Context: an optimization exercise on an open-source flow, tuned for small area, a short achievable clock period and few clock cycles per item. The choices shown serve that exercise and are no tape-out recipe. Function not checked in this run: the RTL went through the layout flow alone. Power and IR drop assume default switching activity.

$ cat design/flow/run.sh
#!/bin/bash
# synth_recipe.tcl (not shown) runs the flow's synth.tcl, then flattens the netlist and writes it again
# the make line also repeats each setting of config.mk as NAME=value (left out here)
make -C /OpenROAD-flow-scripts/flow DESIGN_CONFIG=/design/flow/config.mk WORK_HOME=/design/flow/orfs CLKGATE_MAP_FILE= SYNTH_SCRIPT=/design/flow/synth_recipe.tcl finish
$ cat design/flow/config.mk
export PLATFORM = sky130hd
export DESIGN_NAME = SystolicArray
export DESIGN_NICKNAME = SystolicArray
export VERILOG_FILES = /design/flow/design.v
export SDC_FILE = /design/flow/constraint.sdc
export NUM_CORES = 4
export LEC_CHECK = 0
export CAP_MARGIN = 20
export CORE_MARGIN = 2
export CORE_UTILIZATION = 40
export SLEW_MARGIN = 20
$ cat design/flow/constraint.sdc
create_clock -name core_clock -period 7.5 [get_ports {clk_i}]
set_input_delay 1.5000 -clock core_clock [delete_from_list [all_inputs] [get_ports {clk_i}]]
set_output_delay 1.5000 -clock core_clock [all_outputs]
set_load 0.01 [all_outputs]
$ cat design/flow/design.v
module PE(
    input clk_i, rst_i,
    input [3:0] top_i, left_i,
    output reg [3:0] bottom_o, right_o,
    input wire [10:0] accum_i,
    output wire [10:0] accum_o
);
wire [7:0] product;  
assign product = top_i * left_i;
assign accum_o = (rst_i) ? 11'd0 : accum_i + product;
always @(posedge clk_i) begin
    if (rst_i)  begin
        bottom_o <= 0;
        right_o <= 0;
    end else begin
        bottom_o <= top_i;
        right_o <= left_i;
    end
end
endmodule
module SystolicArray #(parameter N = 8)(
  input wire clk_i, rst_i,
  input wire start_i,
  input wire [N*N*4-1:0] MatA_i,
  input wire [N*N*4-1:0] MatB_i,
  output wire [N*N*11-1:0] resultMatrix_o,
  output reg done_o
);
reg [4:0] counter;
reg busy;
reg [3:0] col_start[0:N-1];
reg [3:0] row_start[0:N-1];
reg  [10:0] resultMatrix_r   [0:N-1][0:N-1];
wire [10:0] resultMatrix_wires[0:N-1][0:N-1];
wire [3:0] col_wire[0:N][0:N-1];
wire [3:0] row_wire[0:N-1][0:N];
wire clear = rst_i | (start_i & ~busy);
generate
  for (genvar i=0; i<N; i++) begin : edges_init
      assign col_wire[0][i] = col_start[i];
      assign row_wire[i][0] = row_start[i];
    end
endgenerate
generate
  for (genvar i=0; i<N; i++) begin : rows
    for (genvar j=0; j<N; j++) begin : cols
      PE pe(
        .clk_i(clk_i),
        .rst_i(clear),
        .top_i(col_wire[i][j]),
        .left_i(row_wire[i][j]),
        .bottom_o(col_wire[i+1][j]),
        .right_o(row_wire[i][j+1]),
        .accum_i(resultMatrix_r[i][j]),
        .accum_o(resultMatrix_wires[i][j])
      );
      assign resultMatrix_o[(i*N+j)*11 +: 11] = resultMatrix_r[i][j];
    end
  end
endgenerate
always @(posedge clk_i) begin
  for (int i=0; i<N; i++) begin
    for (int j=0; j<N; j++) begin
      resultMatrix_r[i][j] <= resultMatrix_wires[i][j];
    end
  end
end
always_comb begin
  for (int i=0; i<N; i++) begin
    if (busy && i <= counter && counter < N+i) begin
      row_start[i] = MatA_i[(i*N + (counter-i))*4 +: 4];
      col_start[i] = MatB_i[((counter-i)*N + i)*4 +: 4];
    end
    else begin
      row_start[i] = 4'd0;
      col_start[i] = 4'd0;
    end
  end
end
always @(posedge clk_i) begin
  if (rst_i) begin
    counter <= 0;
    busy <= 0;
    done_o <= 0;
  end else if (start_i && !busy) begin
    counter <= 0;
    busy <= 1;
    done_o <= 0;
  end else if (busy) begin
    if (counter == 3*N-3) begin
      counter <= 0;
      busy <= 0;
      done_o <= 1;
    end else
      counter <= counter + 1;
  end
end
endmodule
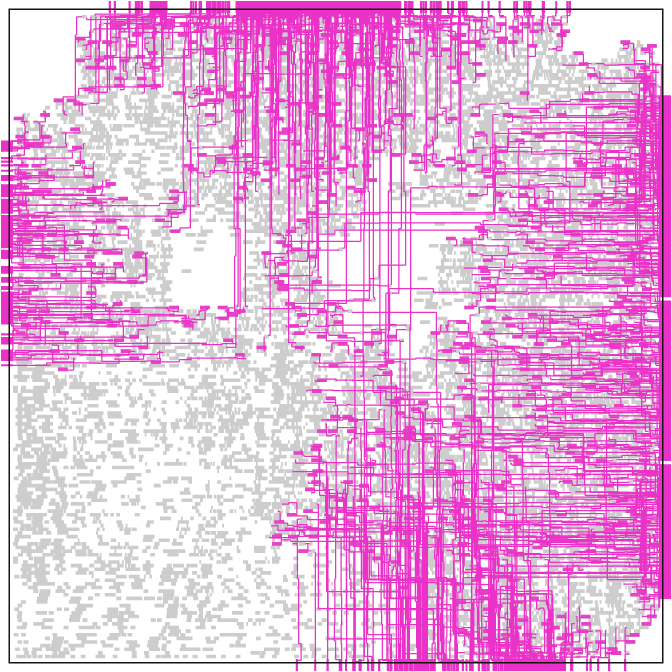
**Above:** wires at chosen ports, followed through buffers.
legend:
  magenta:
    port: resultMatrix_o
    bits: 704
    direction: output
    end_cells: 704
    wire: 79.4 mm
port bufs: 1219
Boundary Pins: 1220

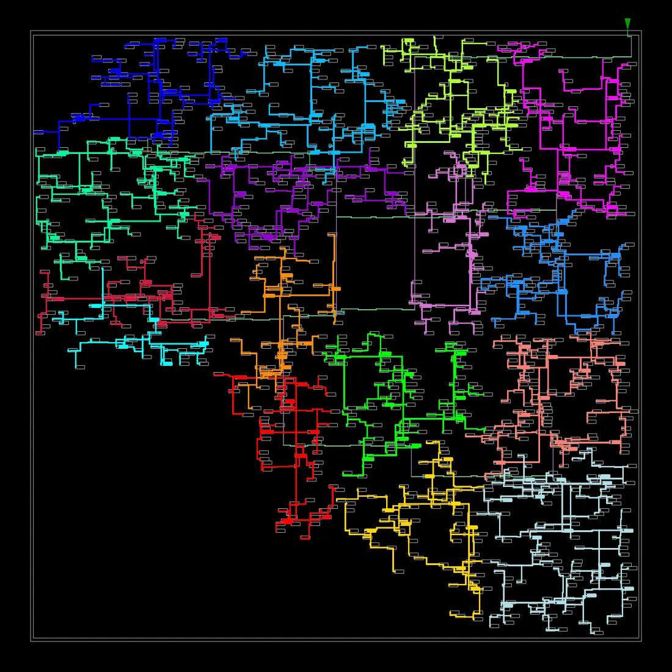
**Above:** CTS result over the die.
cell chosen for the clock root: sky130_fd_sc_hd__clkbuf_16
number of H-tree levels: 4
Sink Count: 1159

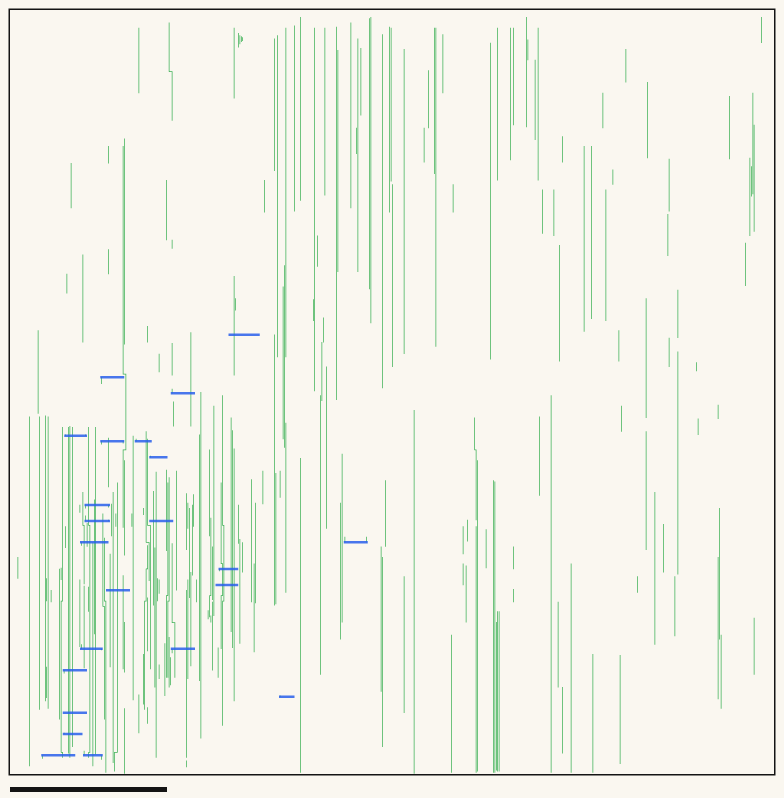
**Above:** routed metal, one colour a layer.
Bar = 100 um. Only two layers are drawn.
legend:
  blue:
    layer: M5
    wire_length: 308 um
  green:
    layer: M4
    wire_length: 18100 um

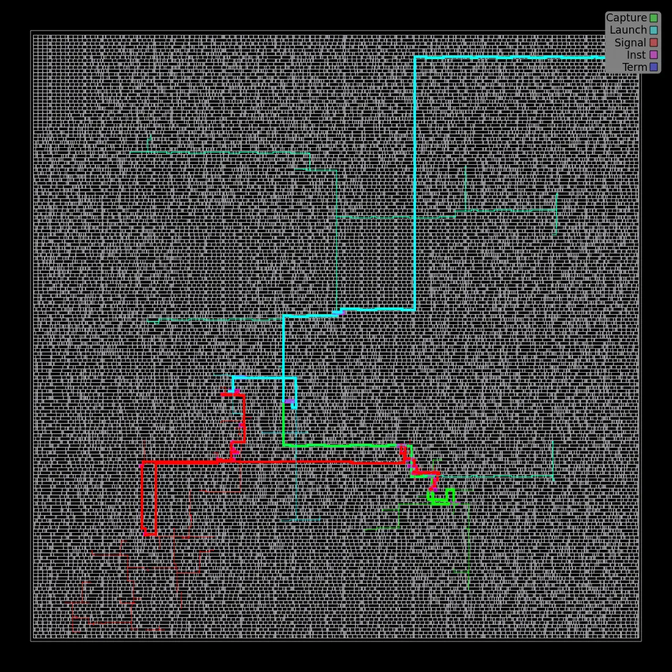
**Above:** worst path highlighted.
Layout Cells excl Fill: 14.50k
Setup TNS Final: 0 ns
min setup slack post-route: 0.4155 ns
shortest period the worst path allows: 7.084 ns
fraction of the core area covered by cells at the end of the flow: 0.4941

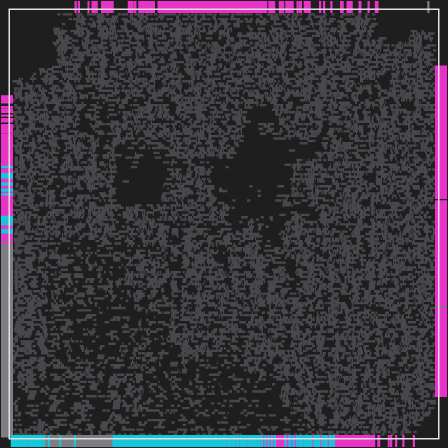
**Above:** I/O pins on the die edge.
Pins as bars across the die edge, other pins in grey.
legend:
  magenta:
    port: resultMatrix_o
    pins: 704
    direction: output
    edge: 273 right, 213 top, 128 bottom, 90 left
  cyan:
    port: MatB_i
    pins: 256
    direction: input
    edge: 237 bottom, 19 left
  blue:
    port: done_o
    pins: 1
    direction: output
    edge: bottom
vertical die dimension: 487.8 um
Die Width: 487.8 um

==> worst min-delay path by stage <==
| stage | from | cells past startpoint | slack [ns] | to |
|---|---|---|---|---|
| CTS | resultMatrix_r[45][10]$_SDFF_PP0_ | 2 | 0.47 | resultMatrix_r[45][10]$_SDFF_PP0_ |
| floorplan | rows[1].cols[0].pe.bottom_o[0]$_SDFF_PP0_ | 1 | 0.43 | rows[2].cols[0].pe.bottom_o[0]$_SDFF_PP0_ |
| finish | resultMatrix_r[41][10]$_SDFF_PP0_ | 2 | 0.47 | resultMatrix_r[41][10]$_SDFF_PP0_ |
| detailed placement | resultMatrix_r[2][10]$_SDFF_PP0_ | 2 | 0.46 | resultMatrix_r[2][10]$_SDFF_PP0_ |
| global placement | resultMatrix_r[54][10]$_SDFF_PP0_ | 2 | 0.45 | resultMatrix_r[54][10]$_SDFF_PP0_ |
| global route | resultMatrix_r[3][10]$_SDFF_PP0_ | 2 | 0.49 | resultMatrix_r[3][10]$_SDFF_PP0_ |
==> cell families after synthesis <==
logic type,after synthesis,share of synthesized area
compound gates,1214,0.08624
xor+xnor,241,0.02294
fa+ha+maj,1750,0.2800
buf+inv,1940,0.08020
flops,1159,0.2478
mux,585,0.1092
simple gates,3106,0.1736
==> critical path, stage by stage (launching register included) <==
cell	delay, ns
sky130_fd_sc_hd__dfxtp_4	0.36
sky130_fd_sc_hd__buf_4	0.52
sky130_fd_sc_hd__ha_1	0.50
sky130_fd_sc_hd__a21oi_1	0.14
sky130_fd_sc_hd__xnor2_1	0.14
sky130_fd_sc_hd__ha_1	0.22
sky130_fd_sc_hd__xnor2_1	0.40
sky130_fd_sc_hd__nor2_1	0.32
sky130_fd_sc_hd__a32oi_1	0.37
sky130_fd_sc_hd__and4_1	0.59
sky130_fd_sc_hd__nand3_1	0.18
sky130_fd_sc_hd__fa_1	0.58
sky130_fd_sc_hd__fa_1	0.43
sky130_fd_sc_hd__fa_1	0.49
sky130_fd_sc_hd__inv_1	0.04
sky130_fd_sc_hd__ha_1	0.31
sky130_fd_sc_hd__a21o_1	0.17
sky130_fd_sc_hd__a21oi_1	0.22
sky130_fd_sc_hd__o21bai_1	0.12
sky130_fd_sc_hd__a2111oi_0	0.50
sky130_fd_sc_hd__o21ai_0	0.15
sky130_fd_sc_hd__nor3b_1	0.15
==> synthesized netlist by cell type, types with 19 or more instances <==
cell	count
sky130_fd_sc_hd__nand3_1	60
sky130_fd_sc_hd__inv_1	1664
sky130_fd_sc_hd__mux2i_1	208
sky130_fd_sc_hd__nand2b_1	165
sky130_fd_sc_hd__o41ai_1	31
sky130_fd_sc_hd__o21ai_0	200
sky130_fd_sc_hd__o31a_1	32
sky130_fd_sc_hd__o31ai_1	28
sky130_fd_sc_hd__buf_2	40
sky130_fd_sc_hd__a21o_1	128
sky130_fd_sc_hd__mux4_2	346
sky130_fd_sc_hd__a22oi_1	27
sky130_fd_sc_hd__a21oi_1	351
sky130_fd_sc_hd__or3_1	25
sky130_fd_sc_hd__nand2_1	762
sky130_fd_sc_hd__o21bai_1	69
sky130_fd_sc_hd__xnor2_1	144
sky130_fd_sc_hd__o21a_1	61
sky130_fd_sc_hd__ha_1	1174
sky130_fd_sc_hd__o22ai_1	23
sky130_fd_sc_hd__xor2_1	92
sky130_fd_sc_hd__mux2_2	31
sky130_fd_sc_hd__nand4_1	83
sky130_fd_sc_hd__nor3b_1	65
sky130_fd_sc_hd__nor2b_1	96
sky130_fd_sc_hd__a41oi_1	33
sky130_fd_sc_hd__nor3_1	96
sky130_fd_sc_hd__nor2_1	499
sky130_fd_sc_hd__a211oi_1	48
sky130_fd_sc_hd__and2_1	1156
sky130_fd_sc_hd__a41o_1	32
sky130_fd_sc_hd__or2_2	48
sky130_fd_sc_hd__clkbuf_1	187
sky130_fd_sc_hd__and3_1	19
sky130_fd_sc_hd__buf_4	21
sky130_fd_sc_hd__a2111oi_0	59
sky130_fd_sc_hd__o311ai_0	31
sky130_fd_sc_hd__fa_1	576
sky130_fd_sc_hd__dfxtp_1	1159
==> sequential cells by signal (all words and copies together), names as in the netlist <==
signal,flops
resultMatrix_r,704
done_o,1
rows.cols.pe.right_o,224
busy,1
rows.cols.pe.bottom_o,224
counter,5
==> notes.md <==
The flow ran to the end and the layout has no timing, DRC or antenna violations. The number of CTS-inserted buffers is 146. The deepest clock path buffer count is 3. The number of global-route vias before repair is around 76k. The worst setup path is captured at a flop. The count of multi-input combinational gates is 6896.

Averaged over all synthesized cells, the footprint is 9.368 um^2. The mean routed wirelength per cell came out at 24.53 um. Of all nets on the critical path, the largest fanout is 38. The number of hold violations in the final report is 0. The launching point of the worst reg2reg path is counter[1]$_SDFFE_PP0P_.

The count of plain and timing-repair buffers came out at about 1.3k. The number of routed nets with antenna violations is 0. The number of enable flip-flop cells after synthesis came out at 0.

The part of the cycle the worst path needs came out at 0.9446. On the final layout, the worst hold slack is 0.4676 ns. The clock arrives with 0.06831 ns of skew. The clock network area share came out at 0.04497. Total power for the finished layout comes to 15170 uW. Summed over all instances, the cell type with the most area after synthesis is sky130_fd_sc_hd__dfxtp_1.

Setup repair after global routing left no endpoint under its margin. The routability-driven placement congestion ratio came out at between 0.9 and 1. The switching power of the nets is 3897 uW. The number of clock-tree buffers in the layout is 201. The worst-case reg-to-reg path depth came out at 21. The leakage power summed over all cells came out at around 0.054 uW. In this run the power density over the cells is 132.0 mW/mm^2.

The post-placement setup slack came out at between 0.2 and 0.25 ns. The data required time at the worst endpoint is 8.14 ns. The most common library cell in the layout ignoring fill and taps is sky130_fd_sc_hd__inv_1. Of the synthesized area, sequential elements account for 0.2478.

The synthesized netlist occupies a cell area of 0.09363 mm^2.

-- re-timing with driven ports --
The flow's constraints put no driver on any port. The routed layout listed below was extracted and timed again, unchanged, in two steps. Step 1 (the two cells are an assumption about what drives the block):
set clk [get_ports {clk_i}]
set_driving_cell -lib_cell sky130_fd_sc_hd__clkbuf_16 $clk
set_driving_cell -lib_cell sky130_fd_sc_hd__buf_2 [delete_from_list [all_inputs] $clk]
Step 2 times the ports against the registers' clock, not the clock port: input delays grow and output delays shrink by t, the midpoint of the rising clock arrivals with the driver on. a / b / c = no drivers / after step 1 / after step 2; a / b = the first two.
shift t [ns]: 0.878
setup slack, ns: 0.416 / 0.416 / 0.053
worst hold slack (ns): 0.468 / 0.468 / 0.468
After both steps this run still meets setup and hold. The setup slack of this run moves by 0.000 ns with the drivers and by -0.363 ns with both steps.
